What follows belongs to an exercise in optimizing a design on an open flow for small area, a short achievable clock period and few clock cycles per item; a production flow would make more cautious choices.
The RTL was checked by simulation tests, not by an equivalence proof against the original design.
Power and IR drop assume default switching activity.

### design/flow/config.mk
export PLATFORM = sky130hd
export DESIGN_NAME = ray_triangle_unit
export DESIGN_NICKNAME = ray_triangle_unit
export VERILOG_FILES = /design/flow/design.v
export SDC_FILE = /design/flow/constraint.sdc
export NUM_CORES = 8
export LEC_CHECK = 0
export CAP_MARGIN = 20
export CORE_MARGIN = 2
export CORE_UTILIZATION = 40
export SLEW_MARGIN = 20
### design/flow/constraint.sdc
create_clock -name core_clock -period 350.0 [get_ports {clk}]
set_input_delay 70.0000 -clock core_clock [delete_from_list [all_inputs] [get_ports {clk}]]
set_output_delay 70.0000 -clock core_clock [all_outputs]
set_load 0.01 [all_outputs]
### design/flow/design.v
module ray_triangle_unit #(
    parameter int FP_W    = 32,
    parameter int FP_FRAC = 16
) (
    clk,
    rst,
    req_valid,
    req_ready,
    req_ray,
    req_tri,
    resp_valid,
    resp_ready,
    resp_hit,
    resp_t_hit
);
    typedef struct packed {
        logic signed [FP_W-1:0] x;
        logic signed [FP_W-1:0] y;
        logic signed [FP_W-1:0] z;
    } vec3_t;
    typedef struct packed {
        vec3_t origin;
        vec3_t dir;
        vec3_t inv_dir;
        logic signed [FP_W-1:0] t_min;
        logic signed [FP_W-1:0] t_max;
    } ray_t;
    typedef struct packed {
        vec3_t v0;
        vec3_t v1;
        vec3_t v2;
    } triangle_t;
    input  logic                   clk;
    input  logic                   rst;
    input  logic                   req_valid;
    output logic                   req_ready;
    input  logic [11*FP_W-1:0]     req_ray;
    input  logic [9*FP_W-1:0]      req_tri;
    output logic                   resp_valid;
    input  logic                   resp_ready;
    output logic                   resp_hit;
    output logic signed [FP_W-1:0] resp_t_hit;
    localparam logic signed [FP_W-1:0] EPS    = (1 <<< (FP_FRAC - 8));
    localparam logic signed [FP_W-1:0] ONE_FP = (1 <<< FP_FRAC);
    function automatic logic signed [FP_W-1:0]
      fp_mul (input logic signed [FP_W-1:0] a,
              input logic signed [FP_W-1:0] b);
        logic signed [(2*FP_W)-1:0] prod;
        begin
            prod  = a * b;
            fp_mul = prod >>> FP_FRAC;
        end
    endfunction
    function automatic logic signed [FP_W-1:0]
      fp_inv (input logic signed [FP_W-1:0] x);
        logic signed [63:0] num;
        begin
            if (x == '0) begin
                fp_inv = '0;
            end else begin
                num    = 64'sd1 <<< (2*FP_FRAC);
                fp_inv = num / x;
            end
        end
    endfunction
    function automatic logic [3*FP_W-1:0] vec_sub(input vec3_t a, input vec3_t b);
        vec3_t r;
        begin
            r.x = a.x - b.x;
            r.y = a.y - b.y;
            r.z = a.z - b.z;
            vec_sub = r;
        end
    endfunction
    function automatic logic [3*FP_W-1:0] vec_cross(input vec3_t a, input vec3_t b);
        vec3_t r;
        begin
            r.x = fp_mul(a.y, b.z) - fp_mul(a.z, b.y);
            r.y = fp_mul(a.z, b.x) - fp_mul(a.x, b.z);
            r.z = fp_mul(a.x, b.y) - fp_mul(a.y, b.x);
            vec_cross = r;
        end
    endfunction
    function automatic logic signed [FP_W-1:0]
      vec_dot(input vec3_t a, input vec3_t b);
        logic signed [FP_W-1:0] axbx, ayby, azbz;
        begin
            axbx = fp_mul(a.x, b.x);
            ayby = fp_mul(a.y, b.y);
            azbz = fp_mul(a.z, b.z);
            vec_dot = axbx + ayby + azbz;
        end
    endfunction
    function automatic logic signed [FP_W-1:0]
      fp_abs (input logic signed [FP_W-1:0] x);
        begin
            if (x[FP_W-1] == 1'b1)
                fp_abs = -x;
            else
                fp_abs = x;
        end
    endfunction
    ray_t      ray;
    triangle_t tri_in;
    assign ray    = req_ray;
    assign tri_in = req_tri;
    assign req_ready = (!resp_valid) || (resp_valid && resp_ready);
    vec3_t e1, e2, pvec, tvec, qvec;
    logic signed [FP_W-1:0] det, inv_det;
    logic signed [FP_W-1:0] u, v, t;
    logic                   w_hit;
    always @(*) begin
        e1 = '0; e2 = '0; pvec = '0; tvec = '0; qvec = '0;
        det = '0; inv_det = '0; u = '0; v = '0; t = '0;
        w_hit = 1'b0;
        e1 = vec_sub(tri_in.v1, tri_in.v0);
        e2 = vec_sub(tri_in.v2, tri_in.v0);
        pvec = vec_cross(ray.dir, e2);
        det = vec_dot(e1, pvec);
        if (fp_abs(det) > EPS) begin
            inv_det = fp_inv(det);
            tvec = vec_sub(ray.origin, tri_in.v0);
            u = fp_mul(vec_dot(tvec, pvec), inv_det);
            if (!(u < '0 || u > ONE_FP)) begin
                qvec = vec_cross(tvec, e1);
                v = fp_mul(vec_dot(ray.dir, qvec), inv_det);
                if (!(v < '0 || (u + v) > ONE_FP)) begin
                    t = fp_mul(vec_dot(e2, qvec), inv_det);
                    if (t >= ray.t_min && t <= ray.t_max)
                        w_hit = 1'b1;
                end
            end
        end
    end
    always_ff @(posedge clk or posedge rst) begin
        if (rst) begin
            resp_valid <= 1'b0;
            resp_hit   <= 1'b0;
            resp_t_hit <= '0;
        end else begin
            if (req_valid && req_ready) begin
                resp_valid <= 1'b1;
                resp_hit   <= w_hit;
                resp_t_hit <= t;
            end else if (resp_valid && resp_ready) begin
                resp_valid <= 1'b0;
            end
        end
    end
endmodule
### design/flow/run.sh
#!/bin/bash
# synth_recipe.tcl (not shown) runs the flow's synth.tcl, then flattens the netlist and writes it again
# the make line also repeats each setting of config.mk as NAME=value (left out here)
make -C /OpenROAD-flow-scripts/flow DESIGN_CONFIG=/design/flow/config.mk WORK_HOME=/design/flow/orfs CLKGATE_MAP_FILE= SYNTH_SCRIPT=/design/flow/synth_recipe.tcl finish
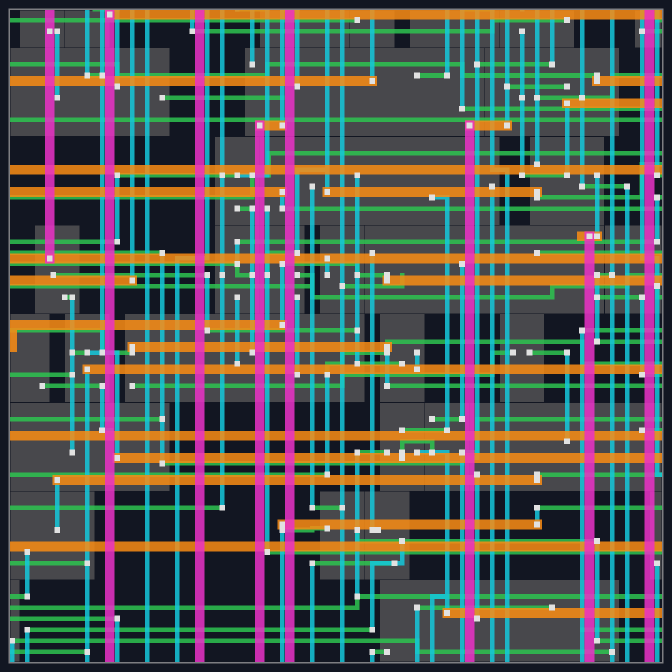
Fig. 1. Layout detail (run 1).
Region (370, 1129) to (390, 1149) um. Cells in gray, sequential cells in the stronger gray; small squares are vias.
color	layer
orange	metal 3
magenta	metal 4
green	metal 1
cyan	metal 2
sequential cells in the window	0
most frequent	fa_1 (8), nand2_1 (6)
cells with their middle in the window	23

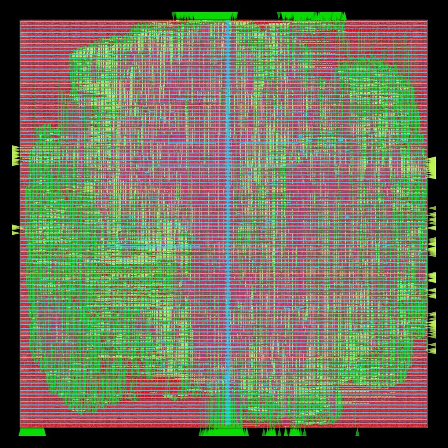
Fig. 2. The whole layout, all layers (run 1).
die area: 2310000 um^2
die span in x: 1520 um

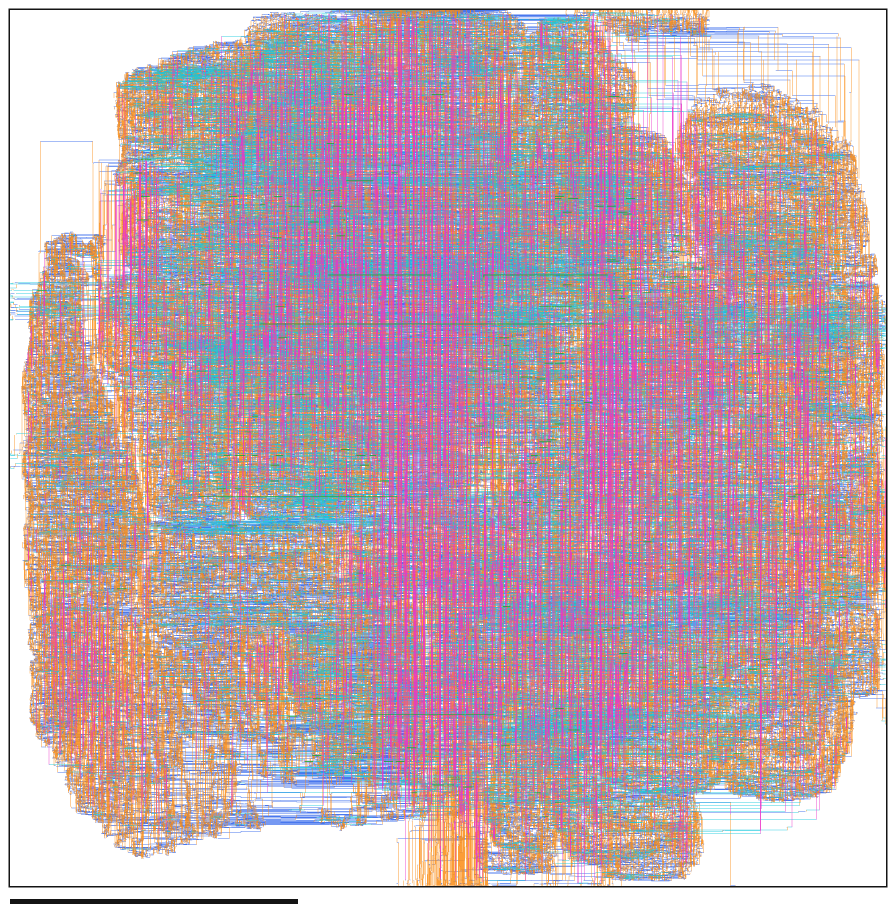
Fig. 3. Signal wires by layer (run 1).
Scale bar: 500 um.
color	layer	wire length
cyan	metal 3	590 mm
green	metal 5	3740 um
magenta	metal 4	474 mm
orange	metal 2	1830 mm
blue	metal 1	1590 mm

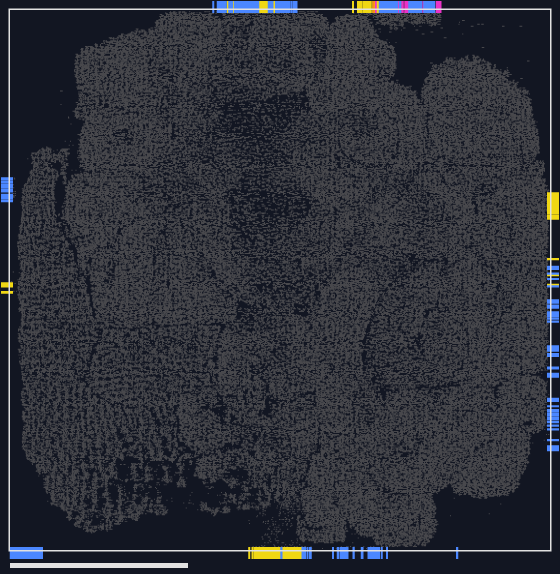
Fig. 4. Pin map (run 1).
Scale bar: 500 um. Pins as bars across the die edge, other pins in gray.
color	port	pins	direction	edge
yellow	req_tri	288	input	121 bottom, 119 top, 42 right, 6 left
magenta	resp_t_hit	32	output	top
blue	req_ray	352	input	142 top, 138 bottom, 54 right, 18 left
orange	req_valid	1	input	top

==> notes.md <==
- The run finished with no timing, DRC or antenna violations.
- The end point of the critical path is resp_hit.
- Per report_power, the clock group accounts for 0% of the total.
- The number of placement rows is 556.
- The endpoint identified for the worst register-to-register timing path is resp_hit.
- The worst register-to-register path begins at resp_valid.
- Buffers inserted to repair hold after CTS numbered 0.
- TritonCTS built the clock tree.
- For this run, global-route usage on met2 was measured as 54.9%.
- The top-level I/O count is 679.
- The pre-CTS worst setup slack is -7800 ps.
- The count of buffering cells on the critical path with inverters included is 108.
- In this run the deepest clock path goes through 2 buffers.
- The length of routed met3 wiring is 590000 um.
- The fraction of standard cell area that is sequential is 0.0823%.
- Counting flops with a built-in enable in the synthesized netlist gives 0.
- The share of cell area taken by multi-input logic gates is 78.5%.
- Entering global routing, the biggest net connects 88 pins.
- The combinational-cell power consumption is 9060000 uW.
- The flip-flop and latch power is 142 uW.
- Detailed placement ended at an HPWL of 3750000 um.
- Clock tree synthesis selected as its root buffer the cell sky130_fd_sc_hd__clkbuf_16.
- After the last flow step, the layout net total stands at 146000.
- The average via count per standard cell is 5.45.
- The total routing usage reported by global routing is 38.7%.
- The multi-input combinational cells in the finished layout cover a total of 812000 um^2.
- For this run, the detailed router's first-pass iteration total came to 6.
- Synthesis produced a netlist whose cell count is 110000.
- The multi-input logic cell count is 78100.
- After detailed routing, the total wire length is 4490000 um.
- For the pin with the worst max-slew slack, the measured transition is 1380 ps.
- The number of flip-flops and latches is 34.
- The required arrival time at the worst endpoint is 350220 ps.
- The total count of max-transition violations in the final report is 0.
- The number of clock buffers added by TritonCTS is 5.
- The final worst setup slack is 16570 ps.
- The biggest area consumer among cell classes is multi-input combinational cells.
- The dominant combinational cell family by area after synthesis is adder cells.
- After detailed routing, the wire length on met1 is 1590000 um.
- The clock latency of the later-clocked register in the worst-skew pair is 290 ps.
- The congestion estimate from routability-driven global placement came to 1.08.
- The repair_antennas step left the layout with diodes totalling 1424.
- In the synthesized netlist the async set-or-reset flop fraction comes to 100%.
- The maximum vdd drop is 9.97 mV.
- The worst path uses 95.3% of the clock period.
- Combinational cells account for 100.0% of the total power.
- The path class of the tightest hold or removal check is flop to flop.
- In this run the most critical hold path is launched from resp_t_hit[0].
- The design received a total of 30400 well taps at floorplan.
- The final routed wire length divided by cell count is 30.5 um.
- The post-route setup TNS is 0 ps.
- The register with the most flip-flops in the layout has 32 of them.
- In the layout the commonest cells are sky130_fd_sc_hd__inv_1 (27300), sky130_fd_sc_hd__fa_1 (22700), sky130_fd_sc_hd__nand2_1 (18200), sky130_fd_sc_hd__buf_4 (8591), sky130_fd_sc_hd__ha_1 (7100).
- The post-route netlist has 10.1% of its cells at a drive strength greater than 1.
- The number of placed instances, taps included, is 145000.
- By area the synthesized netlist is led by sky130_fd_sc_hd__fa_1 (50%), sky130_fd_sc_hd__inv_1 (11%), sky130_fd_sc_hd__ha_1 (9.7%).
- The post-route standard cell area excluding fillers is 1030000 um^2.
- Summed over all nets, wire length on met2 after detailed routing comes to 1830000 um.
- The count of max-cap constraint violations is 0.
- The fraction of the mapped netlist area in compound gates is 6.93%.
- The global-route wire length before repair is 6270000 um.
- The launching element type of the critical path is an input pin.
- sky130_fd_sc_hd__fa_1 takes more of the synthesized area than any other cell.
- The smallest clock period supported by the final layout is computed as 333430 ps.
- The critical path capture point type is a flop.
- The remaining global-route overflow is 0.
- The final hold slack is 502 ps.
- Of all nets on the critical path, the largest fanout is 41.
- Among all cell types in the netlist, the one instantiated most often is sky130_fd_sc_hd__inv_1.
- The slack of the worst reg-to-reg path is 345450 ps.
- The post-synthesis sequential area ratio is 0.0927%.
- The netlist uses 135 different library cells.
- The number of filler cells placed in the layout is 226000.
- The non-filler instance count after layout is 147000.
- In this run the static leakage power is 0.550 uW.
- The count of vias placed by the detailed router is 801000.
- The share of final layout cell area taken by non-clock buffers is 7.41%.
- The cell at the slowest stage of the critical path is sky130_fd_sc_hd__buf_2.
- The length in cells of the worst reg-to-reg path is 15.
- The number of warning messages in the yosys log is 1.
- The share of the core filled with cells is 45.2%.
- In this run the worst setup path begins at req_tri[256].
- The depth of the worst hold-timing path is 1.
- The count of unresolved DRC violations after routing is 0.
- The quantity of gates resized following cts is 87.
- Sorting the synthesized cells by how often they occur yields sky130_fd_sc_hd__inv_1 (27400), sky130_fd_sc_hd__fa_1 (22800), sky130_fd_sc_hd__nand2_1 (18200).
- Across the routed clock network, the largest skew measured is 7.51 ps.
- The internal power of the cells is 3600000 uW.
- The xor/xnor cell area share of the yosys netlist is 3.90%.
- The clock-cell share of area is 0.0161%.
- Of the total synthesized cell area, the portion taken by AND, OR, NAND and NOR gates is 15.8%.
- Summed over all nets, the switching power comes to 5460000 uW.
- The number of H-tree branching levels is 2.
- The standard cell core area is 2290000 um^2.
- Setup violations remaining at the end of the flow were counted as 0.
- The data arrival time of the critical path is 333650 ps.
- The register area is 851 um^2.
- After layout, the buffer instance count without clock buffers stands at 9473.
- The clock network power is 0.660 uW.
- After clock tree synthesis, the clock-pin slew on the worst setup and hold paths is 60 ps.
- After synthesis the cells add up to 917000 um^2.
- The kind of critical path is input pin to flop.
- The setup fix buffers added after clock tree synthesis is 16.
- The delay of the slowest cell on the worst path is 860 ps.
- The number of global-route vias before repair is 822000.
- Once detail routing completed, the nets flagged for antenna violations numbered 0.
- In the global route stage, met3 resource usage came out at 16.0%.
- The worst hold endpoint is resp_t_hit[0].
- The share of synthesized area spent on multiplexers is 0.409%.
- The total number of clock tree sinks is 34.
- Headroom to the max-slew limit came out at 7.08%.
- The detailed router's first-iteration violation count is 77700.
- Synthesis inferred 34 register bits.
- The area share of the leading cell type in the synthesized netlist is 49.7%.
- The largest share of the power goes to combinational logic.
- Leaving out the clock tree, the finished layout contains an inverter count of 27400.
- After synthesis, the mean cell area works out to 8.31 um^2.
- The instance area at placement is 1030000 um^2.
- Port buffering added 582 buffers.
Testbench counts for the RTL of run 1, summed over its fixed seeds: cycles 8,008, items 8,000.

separate check: timing with driven ports:
The flow's constraints put no driver on any port. The routed layout listed below was extracted and timed again, unchanged, in two steps. Step 1, drivers: a clkbuf_16 drives clk and a buf_2 each remaining input, both assumed. Step 2 also shifts input and output timing later by t, the mid clock arrival at the registers, as if the neighbouring blocks saw the same clock. a / b / c = ideal / step 1 / step 2; a / b = the first two.
shift t [ns]: 0.319
slack for setup (ns): 16.570 / 16.238 / 15.919
worst setup path at the end: input to register
clock arrival spread, ns: 0.008 / 0.008
worst slew at a driven data input, ns: 0.79
After both steps setup and hold are still met in this run. For this run, drivers alone change the setup slack by -0.332 ns; drivers and shift together by -0.651 ns.
